This is an optimization exercise on Yosys and OpenROAD, whose aim is small area, a short achievable clock period and few clock cycles per item, not a production implementation.
In this exercise RTL edits were held to simulation tests only and were not proved equivalent to the original.
Not every run is shown, and edits may drop behaviour that the tests do not exercise.
Power figures rest on the tool's default switching activity, not on a simulated workload.

--- flow/design.v: outline only ---
// module trng: 62 lines
// module drbg: 218 lines
// module cdt_fast: 248 lines
// module cdt_rom: 123 lines
// module masked_gaussian_system_multi_sigma: 141 lines
// module ks_add: 26 lines
// module cmp_gt: 28 lines
// module incdec: 17 lines
// module cbase_calc: 15 lines
// module out_stage: 15 lines
module masked_gaussian_system_multi_sigma #(
    parameter PRECISION = 64,
    parameter TABLE_SIZE = 21,
    parameter X_MIN = -10,
    parameter X_MAX = 10,
    parameter SAMPLE_WIDTH = 16,
    parameter CENTER_WIDTH = 32,
    parameter CENTER_FRAC_BITS = 16,
    parameter SEED_WIDTH = 256,
    parameter MASK_WIDTH = 32,
    parameter NUM_SIGMA_TABLES = 4,
    parameter SIGMA_SEL_WIDTH = 2
) (
    input wire clk,
    input wire rst,
    input wire start_reseed,
    input wire start_sample,
    input wire [PRECISION-1:0] random_u,
    input wire signed [CENTER_WIDTH-1:0] center,
    input wire [SIGMA_SEL_WIDTH-1:0] sigma_sel,
    output wire signed [SAMPLE_WIDTH-1:0] sample_share0,
    output wire signed [SAMPLE_WIDTH-1:0] sample_share1,
    output wire sample_valid,
    output wire reseeding,
    output wire [SAMPLE_WIDTH-1:0] sample_reconstructed
);
  // ...
==> flow/flow/run.sh <==
#!/bin/bash
# Layout flow: the standard ORFS flow (standard.sh) with three changes:
#  - synthesis is the standard flow's own script (synth_recipe.tcl) with ABC's mapping
#    script replaced by flow/abc_map.script (registers are mapped before ABC
#    and are the same as in the standard synthesis);
#  - the port buffers are sky130_fd_sc_hd__buf_2 cells;
#  - timing repair aims for the setup slack margin given below.
set -euo pipefail
HERE="$(cd "$(dirname "${BASH_SOURCE[0]}")" && pwd)"
WORK="$(dirname "$HERE")"
cd "$WORK"
export MY_ABC_SCRIPT="$HERE/abc_map.script"
cat > "$WORK/flow_synth.tcl" <<'TCL'
proc abc {args} {
  set i [lsearch $args -script]
  if {$i >= 0} { set args [lreplace $args $i [expr {$i + 1}] -script $::env(MY_ABC_SCRIPT)] }
  yosys abc {*}$args
}
TCL
echo "source $WORK/synth_recipe.tcl" >> "$WORK/flow_synth.tcl"
bash standard.sh "SYNTH_SCRIPT=$WORK/flow_synth.tcl" \
  "BUFFER_PORTS_ARGS=-buffer_cell sky130_fd_sc_hd__buf_2" \
  "SETUP_SLACK_MARGIN=${FLOW_SETUP_MARGIN:-5}" \
  finish > "$WORK/flow_make.log" 2>&1
==> flow/flow/abc_map.script <==
strash
&get -n
&fraig -x
&put
dc2
strash
&get -n
&dch -f
&nf -D 1500
&put
buffer -c
upsize -D 1500 -c
dnsize -D 1500 -c
stime -p
==> flow/standard.sh <==
#!/bin/bash
# synth_recipe.tcl (not shown) runs the flow's synth.tcl, then flattens the netlist and writes it again
# the make line also repeats each setting of config.mk as NAME=value (left out here)
make -C /OpenROAD-flow-scripts/flow DESIGN_CONFIG=/design/flow/config.mk WORK_HOME=/design/flow/orfs CLKGATE_MAP_FILE= SYNTH_SCRIPT=/design/flow/synth_recipe.tcl "${@:-finish}"
==> flow/config.mk <==
export PLATFORM = sky130hd
export DESIGN_NAME = masked_gaussian_system_multi_sigma
export DESIGN_NICKNAME = masked_gaussian_system_multi_sigma
export VERILOG_FILES = /design/flow/design.v
export SDC_FILE = /design/flow/constraint.sdc
export NUM_CORES = 8
export LEC_CHECK = 0
export CAP_MARGIN = 20
export CORE_MARGIN = 2
export CORE_UTILIZATION = 60
export SETUP_SLACK_MARGIN = 5
export SLEW_MARGIN = 20
==> flow/constraint.sdc <==
create_clock -name core_clock -period 9.0 [get_ports {clk}]
set_input_delay 1.8000 -clock core_clock [delete_from_list [all_inputs] [get_ports {clk}]]
set_output_delay 1.8000 -clock core_clock [all_outputs]
set_load 0.01 [all_outputs]
Figure 1. Routed clock nets over the placement (run 1).
Scale: 3 px per micron.
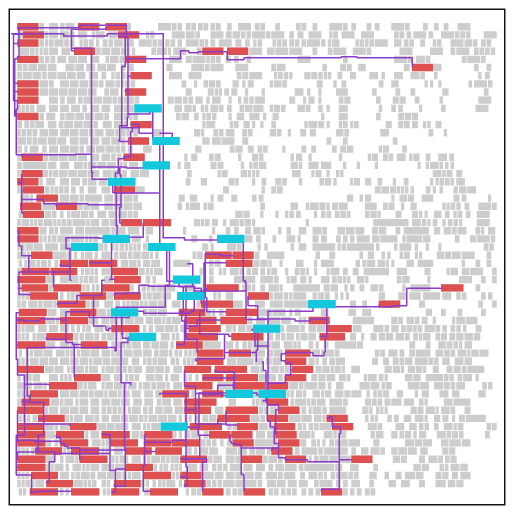
purple -> clock wires  # length 2500 microns
cyan -> clock-net drivers  # count 17
red -> flip-flops  # count 153
routed clock nets = 18

Figure 2. The whole layout, all layers (run 1).
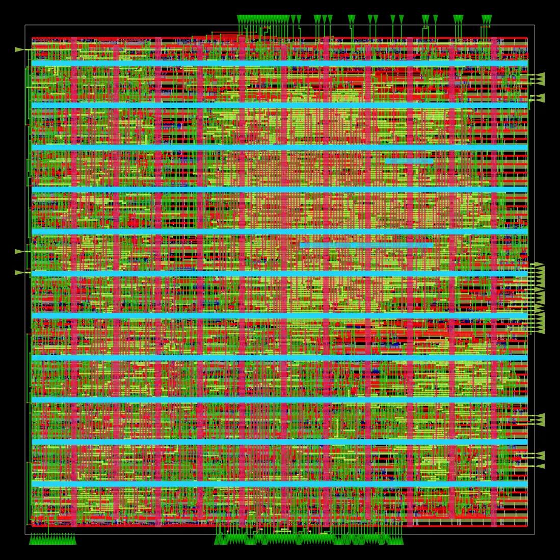
die area: 27100 sq um
Die X: 165 microns
fin cells: 2488

Figure 3. Signal wires on met4 (run 1).
Scale: 3 px per micron.
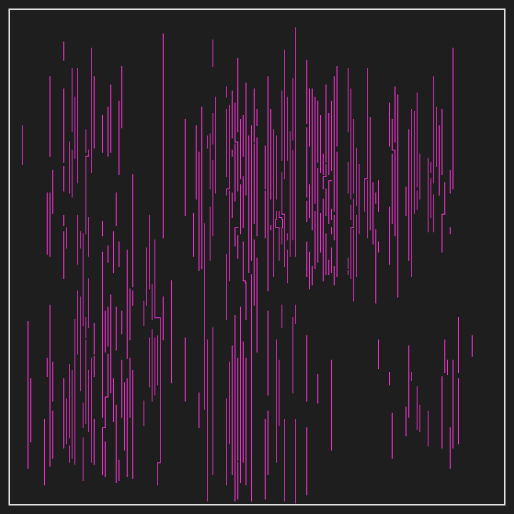
share of all routed wire = 8.9%
nets with wire on the layer = 218
main direction = vertical
wire length on this layer = 6070 microns

Figure 4. Signal wires on met3 (run 1).
Scale: 3 px per micron. Cells faint in the background.
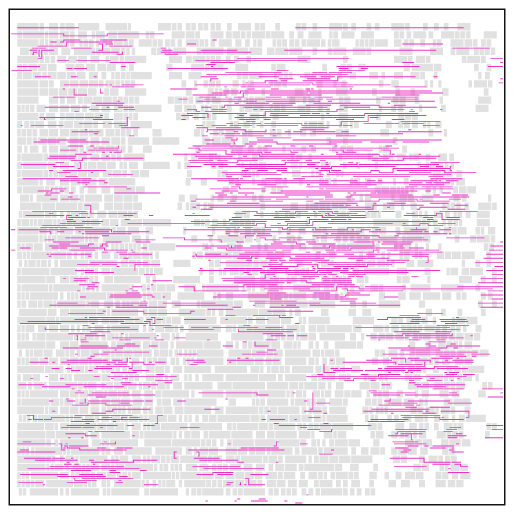
longest straight run = 65.3 microns
share of all routed wire = 14%
main direction = horizontal

==> summary.txt, run 1 <==
Outcome
  • Status: finished clean

Clock tree
  • TritonCTS clock tree: yes
  • # clock sinks: 153
  • CTS buffer count: 17
  • Clock latency (worst-skew pair): 0.45 ns
  • Post-cts hold buffer count: 0
  • CTS Buffer Depth: 2
  • H-tree depth: 4
  • Root Driver: clkbuf_16

Run
  • Max-Cap Viols: 0

Logic synthesis
  • Post-Synthesis Cell Area: 15500 sq um
  • Async SR Flop Fraction: 45.1%
  • Mapped Cells: 2109
  • Compound-Gate Fraction of Synth Area: 20.6%
  • Distinct cells, synth: 92
  • Number of synthesized flops with an enable pin: 14
  • Yosys Warn Count: 6
  • Avg Inst Size Synth: 7.35 sq um
  • Mux cell area share after synthesis: less than 1%
  • #FFs+latches synth: 153
  • Post-synthesis simple-gate area fraction: 25.1%

Floorplan
  • Ports: 152
  • Initial Util: 61.4%
  • Row cnt: 58

Power
  • PD cells: 419 nW/um^2
  • Worst VDD drop: roughly 0.43 mV
  • P_leak: 0.00714 uW

Place
  • Port buffer count: 136
  • DP HPWL: 46600 microns
  • Routability cong.: between 1 and 1.5

Global route
  • First-pass GRT wire length: 102000 microns
  • Gr usage total: 49.4%
  • Largest net degree at the start of global routing: 73
  • GRT Residual Overflow: 0
  • Initial antenna violation count: 1

Drt
  • WL/cell: around 28 microns
  • DRT Pass-1 Iters: 10
  • DRC: 0
  • DRT iter0 DRCs: 3271
  • Vias per cell: 7.40
  • Number of nets with antenna violations after routing: 0
  • Via count: 18400

Worst hold path
  • Hold depth: 0

STA
  • Setup tns final: 0 ns
  • Layout Skew: 0.0269 ns
  • Worst hold slack: 0.396 ns
  • RSZ-0062 raised after global routing: yes
  • Fmax: 0.238 GHz
  • Finish-stage setup viols: 0
  • Final Slew Violations: 0
  • Final critical-path required period: 4.19 ns
  • Part of the cycle the worst path needs: a little under half

Critical path
  • Depth of the most critical reg-to-reg path: 18
  • Critical setup path kind: register to register
  • Max FO, Critical Path: 36
  • CP Capture Type: register
  • Worst-path cell chain: buf_12, nor4b_4, buf_4, a31oi_1, nand2_1, nor2_1, nand2_1, o31ai_1, a21oi_1, a21oi_1, ha_1, nand2_1, o21ai_0, a21o_1, a21oi_1, o21ai_0, o21ai_0, nand3_1
  • CP Launch Type: register
  • Worst path max stage delay: about 0.63 ns
  • Slowest cell on the critical path: a31oi_1
  • Critical path data required time: 9.33 ns

Cells and area
  • Post-layout util: 68.3%
  • Fill cell count: 1944
  • Final Net Count: 2320
  • Layout cells sized above 1: 15.7%
  • Most common cell after layout, fill and taps aside: nand2_1
  • Most frequent cells in the layout: nand2_1, xnor2_1, a21oi_1, nor2_1, buf_2
Testbench counts for the RTL of run 1, summed over its fixed seeds: cycles 2,108, samples 2,048.
[run 1: cells in the mapped netlist, types with 30 or more instances]
cell type  count  area [sq um]
ha_1          72           901
dfstp_2       36           946
nand4_1       51           319
dfrtp_1       33           826
nand3_1       57           285
xor2_1       107           937
xnor2_1      228          2000
a31oi_1       30           188
nand2_1      323          1210
clkbuf_1     120           450
a21oi_1      177           886
nor3_1        61           305
dfxtp_1       70          1400
o21ai_0      121           606
nor2_1       183           687
[run 1: area by class of cell]
| class | instances | area [sq um] | area share, % |
|---|---|---|---|
| clock buffer | 18 | 439 | 2.54 |
| timing repair buffer | 173 | 1060 | 6.13 |
| inverter | 32 | 129 | 0.747 |
| multi-input combinational | 1767 | 11500 | 66.5 |
| clock inverter | 14 | 126 | 0.732 |
| antenna | 1 | 2.50 | 0.0145 |
| tap | 330 | 413 | 2.39 |
| sequential | 153 | 3610 | 20.9 |
[run 1: worst max-delay path: cells and delay by family, from the launching register on]
family	cells	cell delay, ns
simple gates	6	0.87
buf+inv	2	0.47
flops	1	0.54
compound gates	9	1.90
fa+ha+maj	1	0.29
[run 1: power breakdown]
group,total [uW],internal [uW],switching (uW)
registers,1510,1090,413
clock network,736,373,364
logic,4990,1880,3110
total,7230,3340,3890
[run 1: timing repair]
action,CTS,global route
setup buffers,5,8
setup endpoints to repair,13,17
cloned,1,1
gates resized for setup,38,44
pin swaps,7,16
[run 1: per-stage QoR]
step	instances	instance area, sq um	power, uW	worst slack (ns)
after floorplan	2109	15500	4500	4.91
after global placement	2440	16200	5740	4.15
after detailed placement	2440	16200	5900	4.22
after CTS	2478	17000	6800	4.93
after global routing	2487	17300	7430	4.81
final	2488	17300	7230	4.81
[run 1: logic make-up (layout without fill, tap and decap cells)]
kind of cell / after synthesis / count (layout)
compound gates: 521 / 521
xor+xnor: 337 / 337
fa+ha+maj: 75 / 75
buf+inv: 189 / 237
flops: 153 / 153
mux: 12 / 12
other cells: 0 / 1
simple gates: 822 / 822
[run 1: layer usage]
metal	wire length (microns)	vias up	track usage (%)
li1	-	7528	-
met1	23100	8455	57.7
met2	29700	1809	77.4
met3	9540	614	18.3
met4	6070	5	29.5
met5	55	-	1.33
Figure 5. Sequential cells colored by netlist name (run 1).
Scale: 3 px per micron. Other sequential cells in the stronger gray, the rest of the logic in the fainter gray.
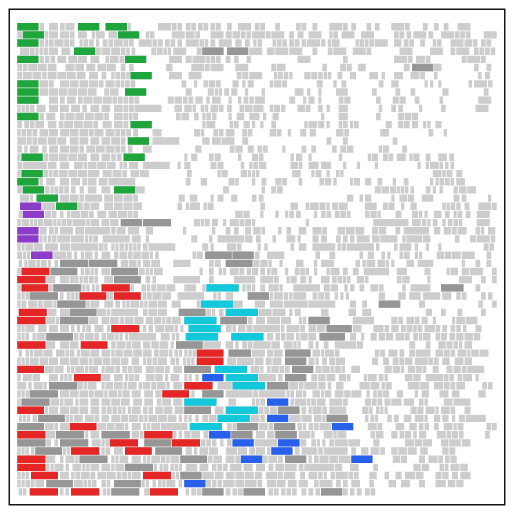

==> run 2: changes to the inputs <==
--- a/flow/design.v
+++ b/flow/design.v
@@ -724,8 +724,12 @@
     );
-    localparam RH = 52 / 2;
-    wire gt_hi, eq_hi, gt_lo, eq_lo;
-    cmp_gt #(.N(52 - RH)) cmp_hi (.a(random_u[52-1:RH]), .b(k_lo[52-1:RH]), .gt(gt_hi), .eq(eq_hi));
-    cmp_gt #(.N(RH)) cmp_lo (.a(random_u[RH-1:0]), .b(k_lo[RH-1:0]), .gt(gt_lo), .eq(eq_lo));
-    reg gth_r, eqh_r, gtl_r;
-    wire gt_r = gth_r | (eqh_r & gtl_r);
+    localparam RC = 52 / 4;
+    wire [3:0] gtc, eqc;
+    genvar ck;
+    generate
+        for (ck = 0; ck < 4; ck = ck + 1) begin : cmpc
+            cmp_gt #(.N(RC)) cmp_i (.a(random_u[RC*ck +: RC]), .b(k_lo[RC*ck +: RC]), .gt(gtc[ck]), .eq(eqc[ck]));
+        end
+    endgenerate
+    reg [3:0] gtc_r, eqc_r;
+    wire gt_r = gtc_r[3] | (eqc_r[3] & (gtc_r[2] | (eqc_r[2] & (gtc_r[1] | (eqc_r[1] & gtc_r[0])))));
     wire done = ~gt_r | last_r;
@@ -773,5 +777,4 @@
         cbh1_r <= cbh1_f;
-        gth_r <= gt_hi;
-        eqh_r <= eq_hi;
-        gtl_r <= gt_lo;
+        gtc_r <= gtc;
+        eqc_r <= eqc;
         last_r <= k_last;
@@ -870,5 +873,10 @@
 );
-    wire [4:0]  t5 = (c[15] == c[31]) ? {1'b0, c[19:16]} + 5'd6 :
-                     c[15] ? {1'b0, c[19:16]} + 5'd7 : {1'b0, c[19:16]} + 5'd5;
-    wire        c4 = t5[4];
+    wire [3:0]  x = c[19:16];
+    wire        b0 = c[15] ^ c[31];              
+    wire        b1 = c[15] | ~c[31];
+    wire        k1 = x[0] & b0;                  
+    wire        k2 = (x[1] & b1) | ((x[1] | b1) & k1);
+    wire        k3 = x[2] | k2;                  
+    wire        c4 = x[3] & k3;                  
+    wire [4:0]  t5 = {c4, x[3] ^ k3, ~(x[2] ^ k2), x[1] ^ b1 ^ k1, x[0] ^ b0};
     assign lo = {c[20] ~^ c4, t5[3:0]};
==> flow/flow/run.sh (replaced) <==
#!/bin/bash
# Layout flow: the standard ORFS flow (standard.sh) with these changes:
#  - synthesis is the standard flow's own script (synth_recipe.tcl) with Yosys's full-adder
#    extraction and ABC mapping steps wrapped by flow/synth_cones.tcl: the
#    logic between the ports and the registers is mapped for delay, the rest
#    for area (the registers come out of synthesis as in the standard flow);
#  - the port buffers are sky130_fd_sc_hd__buf_2 cells.
# Settings such as the utilization and the repair margin come from config.mk.
set -euo pipefail
HERE="$(cd "$(dirname "${BASH_SOURCE[0]}")" && pwd)"
WORK="$(dirname "$HERE")"
cd "$WORK"
export MY_ABC_FAST="$HERE/abc_fast.script"
export MY_ABC_AREA="$HERE/abc_area.script"
export MY_CONES="cbh_r*,cbh1_r*,cbl_r* idx_r*,c5_r*,busy*,vld* outputs gtc_r*,eqc_r*"
{
  echo "source $HERE/synth_cones.tcl"
  echo "source $WORK/synth_recipe.tcl"
} > "$WORK/flow_synth.tcl"
bash standard.sh "SYNTH_SCRIPT=$WORK/flow_synth.tcl" \
  "BUFFER_PORTS_ARGS=-buffer_cell sky130_fd_sc_hd__buf_2" \
  finish > "$WORK/flow_make.log" 2>&1
==> flow/flow/abc_area.script (new file) <==
strash
&get -n
&fraig -x
&put
dc2
strash
&get -n
&dch -f
&nf -D 1500
&put
buffer -c
upsize -D 1500 -c
dnsize -D 1500 -c
stime -p
==> flow/flow/abc_fast.script (new file) <==
strash
&get -n
&fraig -x
&put
dc2
strash
&get -n
&dch -f
&nf -D 100
&put
==> flow/flow/synth_cones.tcl (new file) <==
# Sourced before synth_recipe.tcl (the standard flow's synthesis script, unchanged). It
# wraps two Yosys steps of ORFS's synth.tcl:
#  - extract_fa: full/half-adder extraction, skipped for the logic that feeds
#    the registers named in MY_CONES and for the logic that drives the outputs;
#  - abc: that same logic is mapped first, group by group, with a
#    delay-oriented ABC script (MY_ABC_FAST), then the rest of the design with
#    an area-oriented one (MY_ABC_AREA).
# Registers are mapped before both steps and are not touched by them.
proc cone_args {cone} {
  if {$cone eq "outputs"} { return [list o:* %cie*] }
  set sel {}
  set n 0
  foreach r [split $cone ","] {
    lappend sel c:$r
    if {$n > 0} { lappend sel %u }
    incr n
  }
  return [list {*}$sel %ci1:+\[D\] %cie*]
}
proc extract_fa {args} {
  set all {}
  set n 0
  foreach cone $::env(MY_CONES) {
    lappend all {*}[cone_args $cone]
    if {$n > 0} { lappend all %u }
    incr n
  }
  yosys select -set iocones {*}$all
  yosys select -set nocone * @iocones %d
  yosys extract_fa {*}$args @nocone
}
proc abc {args} {
  set i [lsearch $args -script]
  set fast [lreplace $args $i [expr {$i + 1}] -script $::env(MY_ABC_FAST)]
  set area [lreplace $args $i [expr {$i + 1}] -script $::env(MY_ABC_AREA)]
  foreach cone $::env(MY_CONES) {
    yosys select -set cone {*}[cone_args $cone]
    yosys abc {*}$fast @cone
  }
  yosys abc {*}$area
}
--- a/flow/config.mk
+++ b/flow/config.mk
@@ -9,3 +9,3 @@
 export CORE_MARGIN = 2
-export CORE_UTILIZATION = 60
+export CORE_UTILIZATION = 50
 export SETUP_SLACK_MARGIN = 5
removed: flow/flow/abc_map.script
Figure 6. Sequential cells colored by netlist name (run 2).
Scale: 2 px per micron. Other sequential cells in the stronger gray, the rest of the logic in the fainter gray.
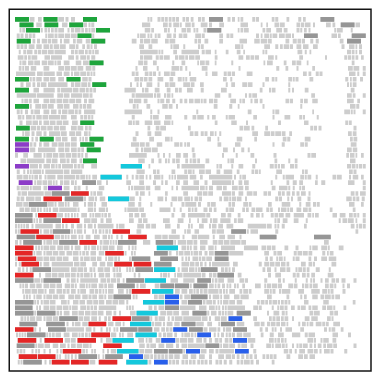
purple -> drbg_inst.lane  # flops 5, where west
blue -> cbh_r  # flops 11, where south
cyan -> m_r  # flops 14
green -> drbg_inst.ah  # flops 25, where north-west
red -> trng_inst.wa  # flops 32

Figure 7. Signal wires on met4 (run 2).
Scale: 2 px per micron.
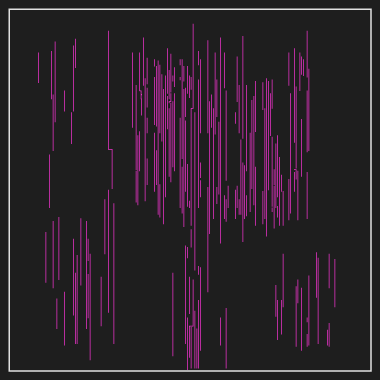
nets with wire on the layer = 143
share of all routed wire = 7.2%
main direction = vertical
longest straight run = 103 microns

==> run 2 against run 1 <==
  * Wire length increased by 1.1%
  * Largest power group unchanged
  * Still clean on timing, DRC and antenna
  * First-iteration DRC count shrank 6.6%
  * Die area grew 20%
==> summary.txt, run 2 <==
Floorplan
  • Initial Util: 50.7% (was 61.4%)
  • Row cnt: 64 (was 58)
  • Die X: 180 microns (was 165 microns)
  • Ports: 152 (unchanged)
  • DIE HEIGHT: 180 microns (was 165 microns)
  • Die area: 32400 sq um (was 27100 sq um)

Cells and area
  • Fill cell count: 2698 (was 1944)
  • Most common cell after layout, fill and taps aside: nand2_1 (unchanged)
  • Multi-input logic area: 11600 sq um (was 11500 sq um)
  • Most frequent cells in the layout: nand2_1, xnor2_1, nor2_1, buf_2, a21oi_1 (was nand2_1, xnor2_1, a21oi_1, nor2_1, buf_2)
  • Layout cells sized above 1: 15.1% (was 15.7%)
  • Final Net Count: 2315 (was 2320)
  • Register area: 3690 sq um (was 3610 sq um)
  • Final Cell Area: 17800 sq um (was 17300 sq um)

Critical path
  • Crit path depth: 9 (was 18)
  • Worst Path Buf+Inv: 1 (was 2)
  • Slowest cell on the critical path: or4b_1 (was a31oi_1)
  • Worst-path cell chain: buf_2, nand2b_1, o211ai_1, a31oi_2, nor4_4, nor4b_4, or4b_1, o21ai_0, nand2b_1 (was buf_12, nor4b_4, buf_4, a31oi_1, nand2_1, nor2_1, nand2_1, o31ai_1, a21oi_1, a21oi_1, ha_1, nand2_1, o21ai_0, a21o_1, a21oi_1, o21ai_0, o21ai_0, nand3_1)
  • CP Capture Type: register (unchanged)
  • Worst path max stage delay: 0.55 ns (was 0.63 ns)
  • R2r setup slk: 5.01 ns (was 4.81 ns)
  • WP data arrival: 4.36 ns (was 4.53 ns)
  • Depth of the most critical reg-to-reg path: 12 (was 18)
  • Max FO, Critical Path: 5 (was 36)
  • Cell family with most CP delay: simple AND/OR/NAND/NOR gates (was compound AO/OA/AOI/OAI gates)
  • Critical setup path kind: input pin to register (was register to register)
  • CP Launch Type: input pin (was register)
  • Critical path data required time: 9.35 ns (was 9.33 ns)

Drt
  • DRC: 0 (unchanged)
  • Via count: 18000 (was 18400)
  • DRT iter0 DRCs: 3056 (was 3271)
  • Number of nets with antenna violations after routing: 0 (unchanged)
  • DRT Pass-1 Iters: 8 (was 10)
  • Vias per cell: 6.89 (was 7.40)
  • WL/cell: 26.5 microns (was 27.5 microns)

Power
  • Net Sw Power: 3720 uW (was 3890 uW)
  • Sw Share: 52.1% (was 53.8%)
  • PD cells: 403 nW/um^2 (was 419 nW/um^2)
  • Combinational share of power: 68.4% (was 69.0%)
  • P_leak: 0.00689 uW (was 0.00714 uW)
  • Worst VDD drop: 0.368 mV (was 0.426 mV)
  • Reg power frac: 21.2% (was 20.8%)
  • Power share of the clock group: 10.4% (was 10.2%)
  • Internal: 3430 uW (was 3340 uW)
  • Overall power: 7150 uW (was 7230 uW)

Global route
  • Number of global-route vias before repair: 17200 (was 17400)
  • Largest net degree at the start of global routing: 70 (was 73)
  • First-pass GRT wire length: 104000 microns (was 102000 microns)
  • GRT Residual Overflow: 0 (unchanged)
  • Initial antenna violation count: 2 (was 1)
  • Gr usage total: 41.5% (was 49.4%)

Clock tree
  • H-tree depth: 4 (unchanged)
  • CTS buffer count: 17 (unchanged)
  • # clock sinks: 157 (was 153)
  • TritonCTS clock tree: yes (unchanged)
  • Clock latency (worst-skew pair): 0.46 ns (was 0.45 ns)
  • Root Driver: clkbuf_16 (unchanged)
  • Post-cts hold buffer count: 0 (unchanged)
  • CTS Buffer Depth: 2 (unchanged)

Logic synthesis
  • Compound-Gate Fraction of Synth Area: 21.4% (was 20.6%)
  • Number of synthesized flops with an enable pin: 14 (unchanged)
  • Xor/xnor cell area share of the yosys netlist: 20.8% (was 19.2%)
  • Post-Synthesis Cell Area: 15500 sq um (about the same)
  • Mux cell area share after synthesis: 1.20% (was 0.864%)
  • Async SR Flop Fraction: 43.9% (was 45.1%)
  • Commonest cells in the netlist: nand2_1, xnor2_1, nor2_1 (unchanged)
  • Mapped Cells: 2084 (was 2109)
  • Yosys Warn Count: 6 (unchanged)
  • Distinct cells, synth: 86 (was 92)
  • Main combinational cell family by area after synthesis: simple AND/OR/NAND/NOR gates (unchanged)
  • Sequential share of the synthesized area: 23.7% (was 23.2%)
  • Adder-cell share of the synthesized area: 0.823% (was 6.14%)
  • Post-synthesis simple-gate area fraction: 28.2% (was 25.1%)
  • #FFs+latches synth: 157 (was 153)
  • Avg Inst Size Synth: 7.44 sq um (was 7.35 sq um)
  • Synth area leaders: xnor2_1, dfxtp_1, nand2_1, dfstp_2, dfrtp_1 (was xnor2_1, dfxtp_1, nand2_1, dfstp_2, xor2_1)
  • Synth top area share: 13.4% (was 12.9%)
  • Leading area contributor after synthesis: xnor2_1 (unchanged)
  • Most frequent cell after synthesis: nand2_1 (unchanged)

Worst hold path
  • Hold depth: 0 (unchanged)
  • Hold WC Path Type: register to register (unchanged)

Place
  • DP HPWL: 49000 microns (was 46600 microns)
  • Routability cong.: 1.04 (was 1.15)
  • Port buffer count: 136 (unchanged)
  • Placed Area: 16600 sq um (was 16200 sq um)

STA
  • Final critical-path required period: 4.01 ns (was 4.19 ns)
  • Slew headroom: 26.4% (was 37.4%)
  • Final Slew Violations: 0 (unchanged)
  • Finish-stage setup viols: 0 (unchanged)
  • Part of the cycle the worst path needs: 44.5% (was 46.6%)
  • Layout Skew: 0.0125 ns (was 0.0269 ns)
  • Fmax: 0.250 GHz (was 0.238 GHz)
  • RSZ-0062 raised after global routing: yes (unchanged)
  • Setup tns final: 0 ns (unchanged)

Run
  • Max-Cap Viols: 0 (unchanged)

Outcome
  • Status: finished clean (unchanged)
Testbench counts for the RTL of run 2, summed over its fixed seeds: cycles 2,108, samples 2,048.
Figure 8. Routed clock nets over the placement (run 2).
Scale: 3 px per micron.
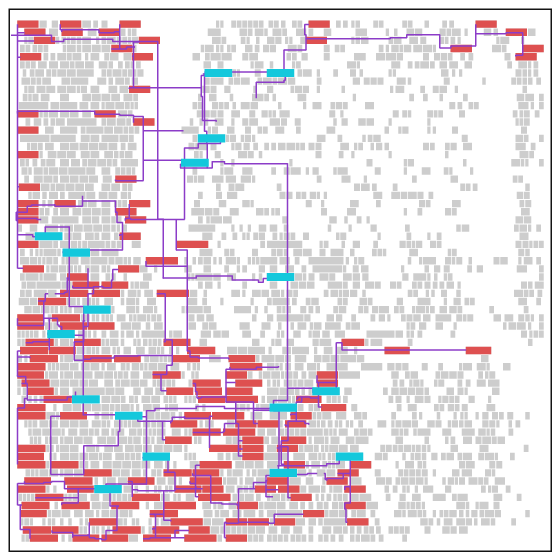
cyan -> clock-net drivers  # count 17
red -> flip-flops  # count 157
purple -> clock wires  # length 2420 microns
routed clock nets = 18

-- run 2: cell count changes after synthesis, moves of 14 or more --
cell and change:
clkbuf_1 -75, ha_1 -65, a21oi_1 -48, clkinv_1 +42
inv_1 -21, nor4_1 +17, nand3_1 +14, o211ai_1 +14
xor2_1 -14
-- run 2: layer usage --
layer | wire length, microns | track usage, % | vias up
met5 | 0 | 0 | -
met1 | 26000 | 51.3 | 8453
met4 | 5010 | 23.5 | 0
met3 | 8290 | 13.0 | 396
li1 | - | - | 7806
met2 | 30000 | 64.1 | 1388
-- run 2: power groups by stage --
stage          clock [uW]  combinational (uW)  sequential, uW
6_report              743                4890            1510
5_1_grt               776                5150            1550
4_1_cts               742                4590            1500
3_5_place_dp            0                4440            1500
3_3_place_gp            0                4410            1490
2_1_floorplan           0                3140            1360
-- run 2: layout make-up --
cell class                      count  area share, %
Timing Repair Buffer              188           6.77
Sequential cell                   157           20.8
Clock inverter                     13          0.846
Antenna cell                        2         0.0282
Tap cell                          396           2.79
Clock buffer                       19           2.44
Inverter                           51           1.18
Multi-Input combinational cell   1791           65.1
-- run 2: through the flow --
stage / utilization [%] / setup slack (ns) / hold slack (ns) / std cells
6_report: 58.0 / 4.99 / 0.442 / 2617
5_1_grt: 58.0 / 4.82 / 0.457 / 2615
4_1_cts: 56.9 / 4.97 / 0.442 / 2602
3_5_place_dp: 54.2 / 3.49 / 0.422 / 2565
3_3_place_gp: 54.2 / 3.34 / 0.411 / 2565
2_1_floorplan: - / 5.04 / 0.382 / 2084
-- run 2: what timing repair did --
action                     CTS  global route
cloned                       2             1
pin swaps                    3             6
resized for setup           37            51
hold endpoints to repair     0             0
setup endpoints to repair   13            16
setup buffers                3            12
-- run 2: logic make-up after synthesis --
logic type | Yosys count
XOR/XNOR | 348
flip-flops | 157
AND/OR/NAND/NOR | 893
AO/OA/AOI/OAI | 523
multiplexers | 16
buffers and inverters | 136
adder cells (fa/ha/maj) | 11
Figure 9. Signal wires on met3 (run 2).
Scale: 2 px per micron. Cells faint in the background.
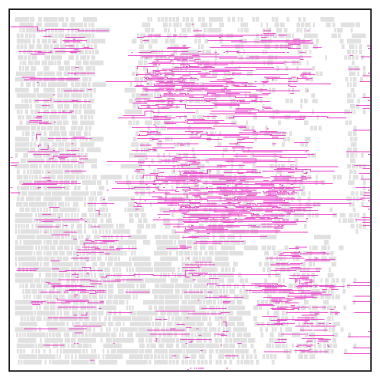

==> run 3: changes to the inputs <==
--- a/flow/flow/run.sh
+++ b/flow/flow/run.sh
@@ -14,2 +14,3 @@
 export MY_ABC_AREA="$HERE/abc_area.script"
+export MY_FAST_DONT_USE="$HERE/fast_dont_use.txt"
 export MY_CONES="cbh_r*,cbh1_r*,cbl_r* idx_r*,c5_r*,busy*,vld* outputs gtc_r*,eqc_r*"
==> flow/flow/abc_area.script (replaced) <==
strash
dch -f
amap
==> flow/flow/fast_dont_use.txt (new file) <==
sky130_fd_sc_hd__a2111o_1
sky130_fd_sc_hd__a2111o_2
sky130_fd_sc_hd__a2111o_4
sky130_fd_sc_hd__a2111oi_0
sky130_fd_sc_hd__a2111oi_1
sky130_fd_sc_hd__a2111oi_2
sky130_fd_sc_hd__a2111oi_4
sky130_fd_sc_hd__a21boi_0
sky130_fd_sc_hd__a221o_1
sky130_fd_sc_hd__a221o_2
sky130_fd_sc_hd__a221o_4
sky130_fd_sc_hd__a221oi_1
sky130_fd_sc_hd__a221oi_2
sky130_fd_sc_hd__a221oi_4
sky130_fd_sc_hd__a222oi_1
sky130_fd_sc_hd__a311o_1
sky130_fd_sc_hd__a311o_2
sky130_fd_sc_hd__a311o_4
sky130_fd_sc_hd__a311oi_1
sky130_fd_sc_hd__a311oi_2
sky130_fd_sc_hd__a311oi_4
sky130_fd_sc_hd__a32o_1
sky130_fd_sc_hd__a32o_2
sky130_fd_sc_hd__a32o_4
sky130_fd_sc_hd__a32oi_1
sky130_fd_sc_hd__a32oi_2
sky130_fd_sc_hd__a32oi_4
sky130_fd_sc_hd__a41o_1
sky130_fd_sc_hd__a41o_2
sky130_fd_sc_hd__a41o_4
sky130_fd_sc_hd__a41oi_1
sky130_fd_sc_hd__a41oi_2
sky130_fd_sc_hd__a41oi_4
sky130_fd_sc_hd__and2_0
sky130_fd_sc_hd__and4_1
sky130_fd_sc_hd__and4_2
sky130_fd_sc_hd__and4_4
sky130_fd_sc_hd__and4b_1
sky130_fd_sc_hd__and4b_2
sky130_fd_sc_hd__and4b_4
sky130_fd_sc_hd__and4bb_1
sky130_fd_sc_hd__and4bb_2
sky130_fd_sc_hd__and4bb_4
sky130_fd_sc_hd__einvn_0
sky130_fd_sc_hd__mux4_1
sky130_fd_sc_hd__mux4_2
sky130_fd_sc_hd__mux4_4
sky130_fd_sc_hd__nand4_1
sky130_fd_sc_hd__nand4_2
sky130_fd_sc_hd__nand4_4
sky130_fd_sc_hd__nand4b_1
sky130_fd_sc_hd__nand4b_2
sky130_fd_sc_hd__nand4b_4
sky130_fd_sc_hd__nand4bb_1
sky130_fd_sc_hd__nand4bb_2
sky130_fd_sc_hd__nand4bb_4
sky130_fd_sc_hd__nor4_1
sky130_fd_sc_hd__nor4_2
sky130_fd_sc_hd__nor4_4
sky130_fd_sc_hd__nor4b_1
sky130_fd_sc_hd__nor4b_2
sky130_fd_sc_hd__nor4b_4
sky130_fd_sc_hd__nor4bb_1
sky130_fd_sc_hd__nor4bb_2
sky130_fd_sc_hd__nor4bb_4
sky130_fd_sc_hd__o2111a_1
sky130_fd_sc_hd__o2111a_2
sky130_fd_sc_hd__o2111a_4
sky130_fd_sc_hd__o2111ai_1
sky130_fd_sc_hd__o2111ai_2
sky130_fd_sc_hd__o2111ai_4
sky130_fd_sc_hd__o21ai_0
sky130_fd_sc_hd__o221a_1
sky130_fd_sc_hd__o221a_2
sky130_fd_sc_hd__o221a_4
sky130_fd_sc_hd__o221ai_1
sky130_fd_sc_hd__o221ai_2
sky130_fd_sc_hd__o221ai_4
sky130_fd_sc_hd__o311a_1
sky130_fd_sc_hd__o311a_2
sky130_fd_sc_hd__o311a_4
sky130_fd_sc_hd__o311ai_0
sky130_fd_sc_hd__o311ai_1
sky130_fd_sc_hd__o311ai_2
sky130_fd_sc_hd__o311ai_4
sky130_fd_sc_hd__o32a_1
sky130_fd_sc_hd__o32a_2
sky130_fd_sc_hd__o32a_4
sky130_fd_sc_hd__o32ai_1
sky130_fd_sc_hd__o32ai_2
sky130_fd_sc_hd__o32ai_4
sky130_fd_sc_hd__o41a_1
sky130_fd_sc_hd__o41a_2
sky130_fd_sc_hd__o41a_4
sky130_fd_sc_hd__o41ai_1
sky130_fd_sc_hd__o41ai_2
sky130_fd_sc_hd__o41ai_4
sky130_fd_sc_hd__or2_0
sky130_fd_sc_hd__or4_1
sky130_fd_sc_hd__or4_2
sky130_fd_sc_hd__or4_4
sky130_fd_sc_hd__or4b_1
sky130_fd_sc_hd__or4b_2
sky130_fd_sc_hd__or4b_4
sky130_fd_sc_hd__or4bb_1
sky130_fd_sc_hd__or4bb_2
sky130_fd_sc_hd__or4bb_4
--- a/flow/flow/synth_cones.tcl
+++ b/flow/flow/synth_cones.tcl
@@ -5,4 +5,6 @@
 #  - abc: that same logic is mapped first, group by group, with a
-#    delay-oriented ABC script (MY_ABC_FAST), then the rest of the design with
-#    an area-oriented one (MY_ABC_AREA).
+#    delay-oriented ABC script (MY_ABC_FAST) that may not use the cells listed
+#    in MY_FAST_DONT_USE (slow cells with four-high stacks and the weakest
+#    drive strengths), then the rest of the design with an area-oriented one
+#    (MY_ABC_AREA).
 # Registers are mapped before both steps and are not touched by them.
@@ -34,2 +36,5 @@
   set fast [lreplace $args $i [expr {$i + 1}] -script $::env(MY_ABC_FAST)]
+  set f [open $::env(MY_FAST_DONT_USE)]
+  foreach c [split [string trim [read $f]] "\n"] { lappend fast -dont_use $c }
+  close $f
   set area [lreplace $args $i [expr {$i + 1}] -script $::env(MY_ABC_AREA)]
--- a/flow/config.mk
+++ b/flow/config.mk
@@ -10,2 +10,3 @@
 export CORE_UTILIZATION = 50
+export PLACE_DENSITY = 0.65
 export SETUP_SLACK_MARGIN = 5
Figure 10. Signal wires on met3 (run 3).
Scale: 3 px per micron. Cells faint in the background.
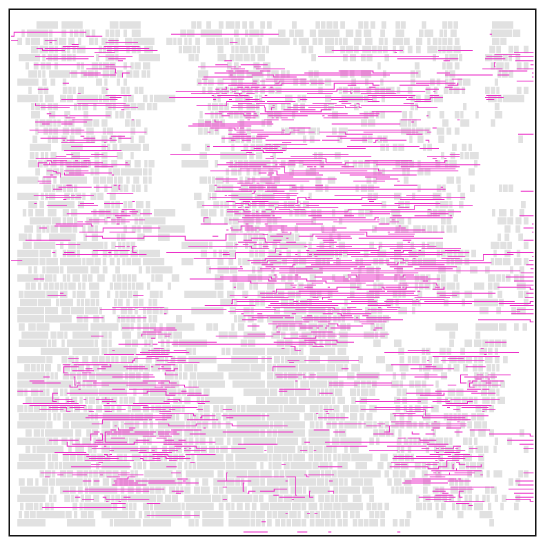
longest straight run = 97.1 microns
main direction = horizontal
share of all routed wire = 14%
wire length on this layer = 9980 microns

Figure 11. Signal wires on met4 (run 3).
Scale: 3 px per micron.
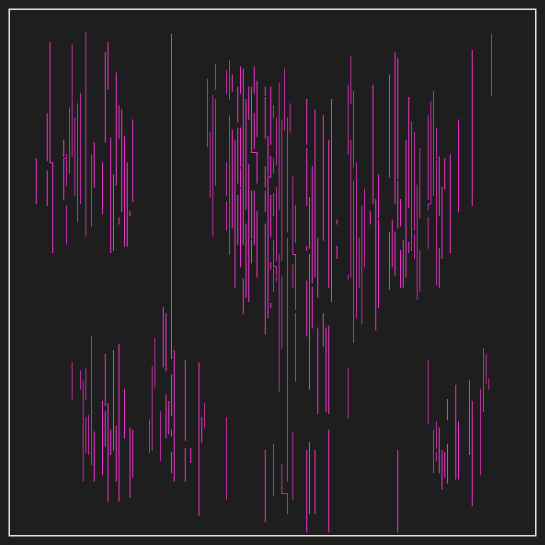
nets with wire on the layer = 189
wire length on this layer = 5210 microns
longest straight run = 108 microns

Figure 12. The whole layout, all layers (run 3).
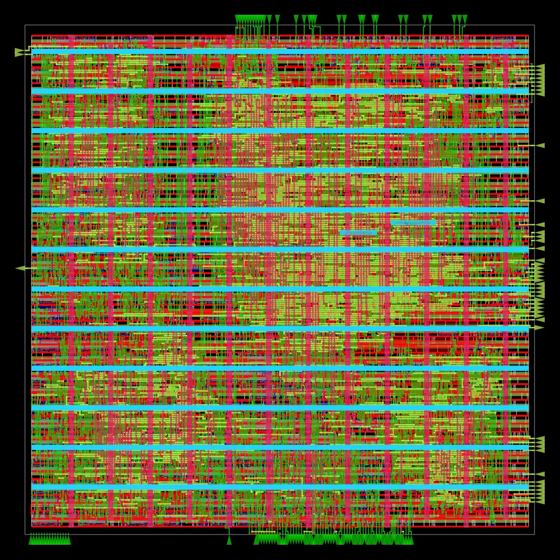
Die X: 175 microns
row cnt: 62

==> run 3 against run 2 <==
  * Highest routed layer is now met5
  * Clock-buffer cell count is the same
  * Maximum frequency is 0.70% higher
  * First-iteration DRC count rose by 18%
  * Clock skew grew 0.018 ns
  * Final area fell by 4.1%
  * Largest cell class unchanged
==> summary.txt, run 3 <==
Outcome
  • Status: finished clean (unchanged)

Cells and area
  • Layout cells sized above 1: 12.5% (was 15.1%)
  • Multi-input logic area: 10500 sq um (was 11600 sq um)
  • Fin cells: 2761 (was 2617)
  • Final Net Count: 2472 (was 2315)
  • Most frequent cells in the layout: nor2_1, o22ai_1, nand2_1, a21oi_1, clkinv_1 (was nand2_1, xnor2_1, nor2_1, buf_2, a21oi_1)
  • Register area: 3690 sq um (about the same)
  • Fill cell count: 2640 (was 2698)

Critical path
  • Worst path max stage delay: 0.82 ns (was 0.55 ns)
  • Critical setup path kind: register to register (was input pin to register)
  • Crit path depth: 12 (was 9)
  • R2r setup slk: 5.02 ns (was 5.01 ns)
  • Depth of the most critical reg-to-reg path: 12 (unchanged)
  • WP data arrival: 4.38 ns (was 4.36 ns)
  • Worst-path cell chain: nand3b_1, nor2_1, nand3b_1, nor2_1, a21o_1, a31o_1, a31oi_1, nor3b_1, and3_1, nand3_1, a21oi_1, a211o_1 (was buf_2, nand2b_1, o211ai_1, a31oi_2, nor4_4, nor4b_4, or4b_1, o21ai_0, nand2b_1)
  • CP Capture Type: register (unchanged)
  • Max FO, Critical Path: 14 (was 5)
  • Worst Path Buf+Inv: 0 (was 1)

Drt
  • Number of nets with antenna violations after routing: 0 (unchanged)
  • Via count: 20000 (was 18000)
  • DRT iter0 DRCs: 3596 (was 3056)
  • DR WL met3: 9980 microns (was 8290 microns)
  • DRT Pass-1 Iters: 11 (was 8)
  • Vias per cell: 7.26 (was 6.89)
  • DRC: 0 (unchanged)
  • Top Layer Used: met5 (was met4)
  • WL/cell: 25.9 microns (was 26.5 microns)

Logic synthesis
  • Yosys Warn Count: 6 (unchanged)
  • Post-Synthesis Cell Area: 14600 sq um (was 15500 sq um)
  • Synth area leaders: o22ai_1, dfxtp_1, nor2_1, a21oi_1, dfstp_2 (was xnor2_1, dfxtp_1, nand2_1, dfstp_2, dfrtp_1)
  • Mapped Cells: 2166 (was 2084)
  • Commonest cells in the netlist: nor2_1, o22ai_1, nand2_1 (was nand2_1, xnor2_1, nor2_1)
  • Distinct cells, synth: 54 (was 86)
  • Async SR Flop Fraction: 43.9% (unchanged)
  • Leading area contributor after synthesis: o22ai_1 (was xnor2_1)
  • Most frequent cell after synthesis: nor2_1 (was nand2_1)
  • Sequential share of the synthesized area: 25.1% (was 23.7%)
  • Avg Inst Size Synth: 6.75 sq um (was 7.44 sq um)
  • Synth top area share: 10.9% (was 13.4%)

Power
  • Sw Share: 55.3% (was 52.1%)
  • Overall power: 6450 uW (was 7150 uW)
  • Internal: 2890 uW (was 3430 uW)
  • Net Sw Power: 3570 uW (was 3720 uW)
  • P_leak: 0.00660 uW (was 0.00689 uW)
  • Combinational share of power: 67.7% (was 68.4%)
  • PD cells: 379 nW/um^2 (was 403 nW/um^2)
  • Worst VDD drop: 0.297 mV (was 0.368 mV)
  • Reg power frac: 20.8% (was 21.2%)

Clock tree
  • TritonCTS clock tree: yes (unchanged)
  • Post-cts hold buffer count: 0 (unchanged)
  • Root Driver: clkbuf_16 (unchanged)
  • CTS buffer count: 17 (unchanged)
  • Clock latency (worst-skew pair): 0.47 ns (was 0.46 ns)
  • # clock sinks: 157 (unchanged)
  • CTS Buffer Depth: 2 (unchanged)
  • H-tree depth: 4 (unchanged)

Global route
  • Initial antenna violation count: 2 (unchanged)
  • GRT Residual Overflow: 0 (unchanged)
  • Gr usage total: 44.7% (was 41.5%)
  • Largest net degree at the start of global routing: 75 (was 70)
  • Number of global-route vias before repair: 18400 (was 17200)

STA
  • Fmax: 0.251 GHz (was 0.250 GHz)
  • Part of the cycle the worst path needs: 44.2% (was 44.5%)
  • Finish-stage setup viols: 0 (unchanged)
  • Final Slew Violations: 0 (unchanged)
  • Layout Skew: 0.0307 ns (was 0.0125 ns)
  • RSZ-0062 raised after global routing: yes (unchanged)
  • Final critical-path required period: 3.98 ns (was 4.01 ns)
  • Slew headroom: 24.0% (was 26.4%)
  • Setup tns final: 0 ns (unchanged)

Place
  • DP HPWL: 50400 microns (was 49000 microns)
  • Port buffer count: 136 (unchanged)
  • Routability cong.: 1.10 (was 1.04)
  • Placed Instances: 2710 (was 2565)

Worst hold path
  • Hold depth: 0 (unchanged)

Floorplan
  • Core area: 28800 sq um (was 30600 sq um)
  • Initial Util: 50.8% (was 50.7%)
  • Die area: 30600 sq um (was 32400 sq um)
  • Ports: 152 (unchanged)
## run 3: changes by cell type after synthesis, sizes merged, moves of 67 or more
cell / before / now
xnor2: 241 / 32
a21oi: 129 / 199
nor2: 181 / 278
nand2: 323 / 214
xor2: 104 / 37
clkinv: 44 / 181
o22ai: 20 / 255
## run 3: kinds of logic (layout without fill, tap and decap cells)
| kind of cell | after synthesis | count (layout) | share of synthesized area [%] |
|---|---|---|---|
| fa+ha+maj | 15 | 15 | 1.15 |
| flops | 157 | 157 | 25.1 |
| mux | 11 | 11 | 0.847 |
| simple gates | 862 | 862 | 27.0 |
| xor+xnor | 70 | 70 | 4.29 |
| other cells | 0 | 1 | 0 |
| buf+inv | 183 | 393 | 4.75 |
| compound gates | 868 | 868 | 36.9 |
## run 3: power by group through the flow
| stage | clock (uW) | combinational [uW] | sequential [uW] |
|---|---|---|---|
| floorplan | 0 | 2540 | 1290 |
| global placement | 0 | 3840 | 1310 |
| detailed placement | 0 | 3870 | 1320 |
| CTS | 739 | 3960 | 1310 |
| global route | 766 | 4580 | 1360 |
| finish | 741 | 4370 | 1340 |
## run 3: timing repair
action,CTS,global route
buffers inserted,2,13
pin swaps,3,8
cloned,0,3
resized for setup,27,35
setup endpoints to repair,15,21
## run 3: area by class of cell
cell class | count | area share (%)
Multi-Input combinational cell | 1826 | 61.5
Sequential cell | 157 | 21.7
Timing Repair Buffer | 180 | 6.51
Inverter | 181 | 4.15
Tap cell | 384 | 2.82
Clock buffer | 19 | 2.60
Clock inverter | 13 | 0.764
Antenna cell | 1 | 0.0147
## run 3: per-layer routing
metal  global-route usage [%]  vias to the layer above
met2                     68.4                     1817
met4                     24.5                        4
met5                    0.321                        -
met3                     15.3                      503
li1                         -                     8648
met1                     55.2                     9072
## run 3: through the flow
step | worst slack [ns] | cell area (sq um) | utilization [%] | hold slack, ns
global route | 4.88 | 17000 | 59.1 | 0.462
floorplan | 3.96 | 14600 | - | 0.421
CTS | 4.98 | 16700 | 58.0 | 0.451
global placement | 3.82 | 16000 | 55.5 | 0.433
detailed placement | 3.92 | 16000 | 55.5 | 0.443
finish | 5.02 | 17000 | 59.2 | 0.449
Figure 13. Routed clock nets over the placement (run 3).
Scale: 3 px per micron.
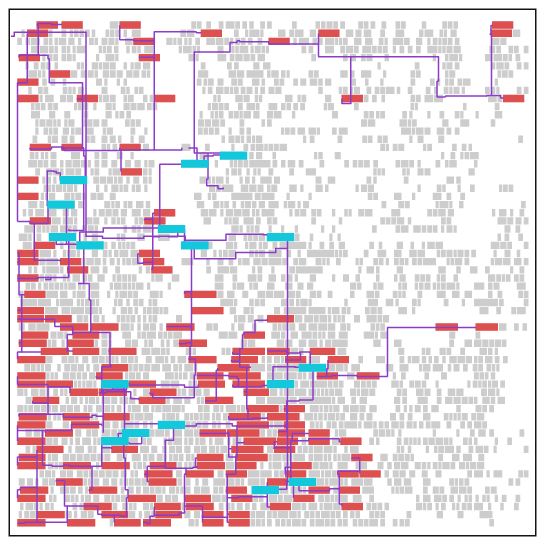

==> run 4: changes to the inputs <==
--- a/flow/design.v
+++ b/flow/design.v
@@ -530,3 +530,3 @@
     input  wire [1:0]  sel,
-    input  wire [4:0]  idx,
+    input  wire [19:0] d,            
     output wire [51:0] k,
@@ -534,12 +534,2 @@
 );
-    wire [19:0] d;
-    genvar g;
-    generate
-        for (g = 0; g < 16; g = g + 1) begin : dlo
-            assign d[g] = ~idx[4] & (idx[3:0] == g);
-        end
-        for (g = 16; g < 20; g = g + 1) begin : dhi
-            assign d[g] = idx[4] & (idx[1:0] == g - 16);
-        end
-    endgenerate
     assign k[0] = sel[1] ? (sel[0] ? (1'b0) : (d[0] | d[1] | d[2] | d[3] | d[4]))
@@ -685,2 +675,3 @@
     reg [4:0]  idx_r;
+    reg [19:0] oh_r;        
     reg [10:0] cbh_r;       
@@ -720,3 +711,3 @@
         .sel(sel_r),
-        .idx(idx_r),
+        .d(oh_r),
         .k(k_lo),
@@ -724,12 +715,15 @@
     );
-    localparam RC = 52 / 4;
-    wire [3:0] gtc, eqc;
+    localparam NC = 4;
+    wire [NC-1:0] gtc, eqc;
     genvar ck;
     generate
-        for (ck = 0; ck < 4; ck = ck + 1) begin : cmpc
-            cmp_gt #(.N(RC)) cmp_i (.a(random_u[RC*ck +: RC]), .b(k_lo[RC*ck +: RC]), .gt(gtc[ck]), .eq(eqc[ck]));
+        for (ck = 0; ck < NC; ck = ck + 1) begin : cmpc
+            localparam LO = (52 * ck) / NC;
+            localparam HI = (52 * (ck + 1)) / NC;
+            cmp_gt #(.N(HI - LO)) cmp_i (.a(random_u[HI-1:LO]), .b(k_lo[HI-1:LO]), .gt(gtc[ck]), .eq(eqc[ck]));
         end
     endgenerate
-    reg [3:0] gtc_r, eqc_r;
-    wire gt_r = gtc_r[3] | (eqc_r[3] & (gtc_r[2] | (eqc_r[2] & (gtc_r[1] | (eqc_r[1] & gtc_r[0])))));
+    reg [NC-1:0] gtc_r, eqc_r;
+    wire gt_r;
+    cmp_join #(.N(NC)) join_inst (.g(gtc_r), .e(eqc_r), .gt(gt_r));
     wire done = ~gt_r | last_r;
@@ -765,2 +759,10 @@
     ks_add #(.N(6)) add_inc (.a({1'b0, cbl_r}), .b(idx_inc), .s(lo_inc));
+    wire [19:0] oh_f = {th_f[18:0], 1'b1} & ~th_f;
+    always @(posedge clk) begin
+        if (busy) begin
+            if (ph & gt_r) oh_r <= {oh_r[18:0], 1'b0};
+        end else begin
+            oh_r <= oh_f;
+        end
+    end
     always @(posedge clk) begin
@@ -902 +904,18 @@
 endmodule
+module cmp_join #(parameter N = 8) (
+    input  wire [N-1:0] g,
+    input  wire [N-1:0] e,
+    output wire         gt
+);
+    generate
+        if (N == 1) begin : leaf
+            assign gt = g[0];
+        end else begin : node
+            localparam H = N / 2;
+            wire gt_hi, gt_lo;
+            cmp_join #(.N(N - H)) hi (.g(g[N-1:H]), .e(e[N-1:H]), .gt(gt_hi));
+            cmp_join #(.N(H)) lo (.g(g[H-1:0]), .e(e[H-1:0]), .gt(gt_lo));
+            assign gt = gt_hi | ((&e[N-1:H]) & gt_lo);
+        end
+    endgenerate
+endmodule
--- a/flow/flow/run.sh
+++ b/flow/flow/run.sh
@@ -6,4 +6,3 @@
 #    for area (the registers come out of synthesis as in the standard flow);
-#  - the port buffers are sky130_fd_sc_hd__buf_2 cells.
-# Settings such as the utilization and the repair margin come from config.mk.
+#  - the port buffers are sky130_fd_sc_hd__buf_2 cells;
 set -euo pipefail
@@ -15,3 +14,4 @@
 export MY_FAST_DONT_USE="$HERE/fast_dont_use.txt"
-export MY_CONES="cbh_r*,cbh1_r*,cbl_r* idx_r*,c5_r*,busy*,vld* outputs gtc_r*,eqc_r*"
+SETUP_MARGIN=5.2
+export MY_CONES="cbh_r*,cbh1_r*,cbl_r* idx_r*,oh_r*,c5_r*,busy*,vld* outputs gtc_r*,eqc_r*"
 {
@@ -22,2 +22,3 @@
   "BUFFER_PORTS_ARGS=-buffer_cell sky130_fd_sc_hd__buf_2" \
+  "SETUP_SLACK_MARGIN=$SETUP_MARGIN" \
   finish > "$WORK/flow_make.log" 2>&1
Figure 14. Routed clock nets over the placement (run 4).
Scale: 3 px per micron.
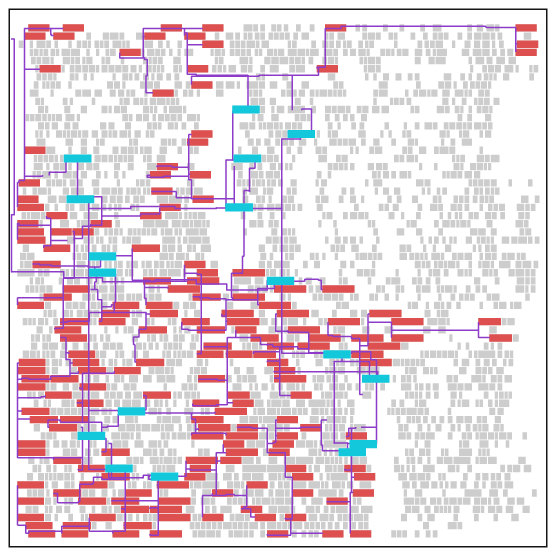
purple -> clock wires  # length 2640 microns
red -> flip-flops  # count 177
cyan -> clock-net drivers  # count 17
routed clock nets = 18

Figure 15. Signal wires on met4 (run 4).
Scale: 3 px per micron.
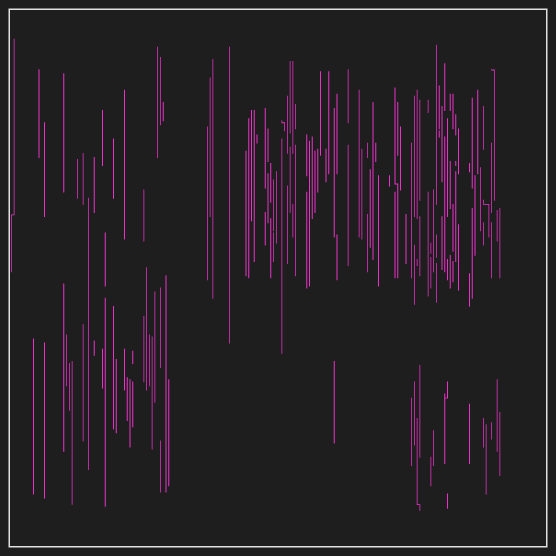
longest straight run = 98.6 microns
wire length on this layer = 4170 microns

==> run 4 against run 3 <==
  * Setup slack improved by 0.23 ns
  * Clock-buffer cell count increased by 1
  * Final area increased by 2.3%
  * Hold slack improved by 0.024 ns
  * Final cell count increased by 0.58%
  * Sequential share of layout area increased by 2.9 points
  * Critical path type is now input pin to register
  * Critical endpoint is now c5_r
  * Still clean
  * Maximum frequency increased by 6.0%
  * Synthesized cell count increased by 1.3%
  * Non-clock buffer count decreased by 18
==> summary.txt, run 4 <==
Outcome
  • Status: finished clean (unchanged)

Drt
  • Via count: 19300 (was 20000)
  • DRC: 0 (unchanged)
  • Vias per cell: 6.95 (was 7.26)
  • Met2 wire length: 28400 microns (was 30200 microns)
  • WL/cell: 23.3 microns (was 25.9 microns)
  • Number of nets with antenna violations after routing: 0 (unchanged)
  • DRT Pass-1 Iters: 9 (was 11)
  • Top Layer Used: met5 (unchanged)
  • DR WL met3: 7390 microns (was 9980 microns)
  • DRT iter0 DRCs: 3396 (was 3596)

Place
  • DP HPWL: 46200 microns (was 50400 microns)
  • Routability cong.: 1.07 (was 1.10)
  • Port buffer count: 136 (unchanged)

Power
  • Worst VDD drop: 0.310 mV (was 0.297 mV)
  • P_leak: 0.00620 uW (was 0.00660 uW)
  • PD cells: 330 nW/um^2 (was 379 nW/um^2)
  • Overall power: 5750 uW (was 6450 uW)

Logic synthesis
  • Leading area contributor after synthesis: o22ai_1 (unchanged)
  • Avg Inst Size Synth: 6.95 sq um (was 6.75 sq um)
  • Synth top area share: 10.5% (was 10.9%)
  • Commonest cells in the netlist: nor2_1, o22ai_1, a21oi_1 (was nor2_1, o22ai_1, nand2_1)
  • Mapped Cells: 2195 (was 2166)
  • Distinct cells, synth: 52 (was 54)
  • #FFs+latches synth: 177 (was 157)
  • Async SR Flop Fraction: 39.0% (was 43.9%)
  • Post-Synthesis Cell Area: 15300 sq um (was 14600 sq um)
  • Number of synthesized flops with an enable pin: 34 (was 14)
  • Sequential share of the synthesized area: 28.0% (was 25.1%)
  • Most frequent cell after synthesis: nor2_1 (unchanged)
  • Synth area leaders: o22ai_1, dfxtp_1, nor2_1, a21oi_1, edfxtp_1 (was o22ai_1, dfxtp_1, nor2_1, a21oi_1, dfstp_2)
  • Yosys Warn Count: 6 (unchanged)

Critical path
  • R2r setup slk: 5.48 ns (was 5.02 ns)
  • Cell family with most CP delay: simple AND/OR/NAND/NOR gates (unchanged)
  • Max FO, Critical Path: 12 (was 14)
  • Depth of the most critical reg-to-reg path: 11 (was 12)
  • Worst path max stage delay: 0.62 ns (was 0.82 ns)
  • Crit path depth: 8 (was 12)
  • Slowest cell on the critical path: nor3_1 (was nor2_1)
  • CP Capture Type: register (unchanged)
  • Critical setup path kind: input pin to register (was register to register)
  • Worst-path cell chain: buf_2, clkinv_1, nor2_1, a21oi_1, nor3_1, nor3b_1, o21bai_1, a22oi_1 (was nand3b_1, nor2_1, nand3b_1, nor2_1, a21o_1, a31o_1, a31oi_1, nor3b_1, and3_1, nand3_1, a21oi_1, a211o_1)
  • CP Launch Type: input pin (was register)
  • Critical path data required time: 9.37 ns (was 9.40 ns)
  • Worst Path Buf+Inv: 2 (was 0)
  • WP data arrival: 4.13 ns (was 4.38 ns)

STA
  • Layout Skew: 0.0119 ns (was 0.0307 ns)
  • Part of the cycle the worst path needs: 41.7% (was 44.2%)
  • Final Slew Violations: 0 (unchanged)
  • RSZ-0062 raised after global routing: yes (unchanged)
  • Final critical-path required period: 3.75 ns (was 3.98 ns)
  • Setup tns final: 0 ns (unchanged)
  • Worst-Margin Slew: 1.04 ns (was 1.14 ns)
  • Fmax: 0.266 GHz (was 0.251 GHz)
  • Finish-stage setup viols: 0 (unchanged)
  • Slew headroom: 29.8% (was 24.0%)

Clock tree
  • H-tree depth: 4 (unchanged)
  • Clock latency (worst-skew pair): 0.45 ns (was 0.47 ns)
  • CTS buffer count: 17 (unchanged)
  • Root Driver: clkbuf_16 (unchanged)
  • # clock sinks: 177 (was 157)

Global route
  • Initial antenna violation count: 0 (was 2)
  • First-pass GRT wire length: 98700 microns (was 107000 microns)
  • Largest net degree at the start of global routing: 75 (unchanged)
  • GRT Residual Overflow: 0 (unchanged)
  • Gr usage total: 40.1% (was 44.7%)
  • Number of global-route vias before repair: 17600 (was 18400)

Floorplan
  • Die area: 31900 sq um (was 30600 sq um)
  • Initial Util: 51.1% (was 50.8%)
  • Ports: 152 (unchanged)
  • Core area: 29900 sq um (was 28800 sq um)

Cells and area
  • Most frequent cells in the layout: nor2_1, o22ai_1, a21oi_1, nand2_1, clkinv_1 (was nor2_1, o22ai_1, nand2_1, a21oi_1, clkinv_1)
  • Multi-input logic area: 10500 sq um (about the same)
  • Final Net Count: 2483 (was 2472)
  • Layout cells sized above 1: 11.4% (was 12.5%)
  • Fill cell count: 2859 (was 2640)
  • Register area: 4280 sq um (was 3690 sq um)
  • Diodes inserted: 0 (was 1)
  • Most common cell after layout, fill and taps aside: nor2_1 (unchanged)

Worst hold path
  • Hold depth: 0 (unchanged)
  • Hold WC Path Type: register to register (unchanged)

Run
  • Max-Cap Viols: 0 (unchanged)
Testbench counts for the RTL of run 4, summed over its fixed seeds: cycles 2,108, samples 2,048.
Figure 16. The whole layout, all layers (run 4).
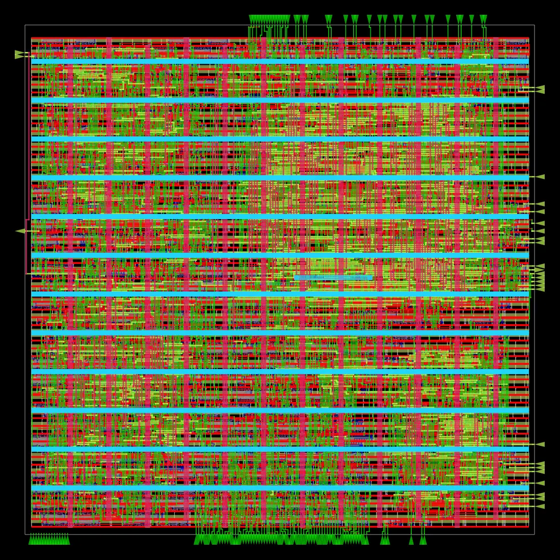
Die X: 179 microns
post-layout util: 58.3%
row cnt: 63
DIE HEIGHT: 179 microns

[run 4: stage by stage]
stage               instances  worst slack, ns  hold WS [ns]  instance area (sq um)
floorplan                2195             3.96         0.421                  15300
global placement         2743             4.11         0.433                  16700
detailed placement       2743             4.17         0.454                  16700
CTS                      2775             5.20         0.473                  17300
global route             2777             5.15         0.480                  17400
finish                   2777             5.25         0.473                  17400
[run 4: cell families (layout without fill, tap and decap cells)]
family | after synthesis | count (layout) | synth area share (%)
AOI/OAI and AO/OA | 827 | 827 | 33.7
xor gates and xnor gates | 68 | 68 | 3.99
adders and majority gates | 11 | 11 | 0.836
buffers and inverters | 181 | 373 | 4.50
DFF | 177 | 177 | 28.0
muxes | 11 | 11 | 0.812
and+or+nand+nor | 920 | 920 | 28.1
[run 4: layout make-up]
| class | instances | area share [%] |
|---|---|---|
| Clock buffer | 20 | 2.51 |
| Clock inverter | 12 | 0.668 |
| Inverter | 179 | 3.86 |
| Multi-Input combinational cell | 1837 | 60.4 |
| Sequential cell | 177 | 24.6 |
| Tap cell | 390 | 2.80 |
| Timing Repair Buffer | 162 | 5.14 |
[run 4: routing by layer]
| layer | GRT usage (%) | up-vias |
|---|---|---|
| met5 | 0.641 | - |
| met3 | 9.25 | 357 |
| met4 | 22.5 | 2 |
| met2 | 62.2 | 1445 |
| met1 | 51.4 | 8816 |
| li1 | - | 8685 |
[run 4: report_power, final]
group | internal, uW | switching, uW | leakage, uW | total, uW
registers | 1200 | 460 | 0.00173 | 1660
clock network | 366 | 371 | 0.000261 | 737
logic | 1080 | 2270 | 0.00420 | 3360
total | 2650 | 3100 | 0.00620 | 5750
[run 4: timing repair]
item                       4_1_cts  5_1_grt
pin swaps                        1        7
cloned                           0        0
setup buffers                    0        2
setup endpoints to repair        8       15
hold buffers                     0        0
resized for setup               11       34

-- separate check: timing with driven ports --
No port has a modelled driver above. Below, the same layouts with a new extraction and two added sets of constraints. Step 1 (the two cells are an assumption about what drives the block):
set clk [get_ports {clk}]
set_driving_cell -lib_cell sky130_fd_sc_hd__clkbuf_16 $clk
set_driving_cell -lib_cell sky130_fd_sc_hd__buf_2 [delete_from_list [all_inputs] $clk]
Step 2, shift: input delay + t, output delay - t, t = (earliest + latest rising clock arrival at the registers) / 2. This alone moves slack from input paths to output paths. Slacks: no drivers / after step 1 / after step 2; pairs: no drivers / after step 1.
run | t, ns | setup slack, ns | cell pins on the clock port's net
run 1 | 0.489 | 4.807 / 4.799 / 4.520 | 1
run 2 | 0.510 | 4.992 / 4.957 / 4.495 | 1
run 3 | 0.504 | 5.020 / 4.974 / 4.618 | 1
run 4 | 0.499 | 5.247 / 5.211 / 4.773 | 1
After both steps setup and hold are still met in every run listed. For run 2, which loses most, drivers alone change the setup slack by -0.035 ns; drivers and shift together by -0.497 ns.
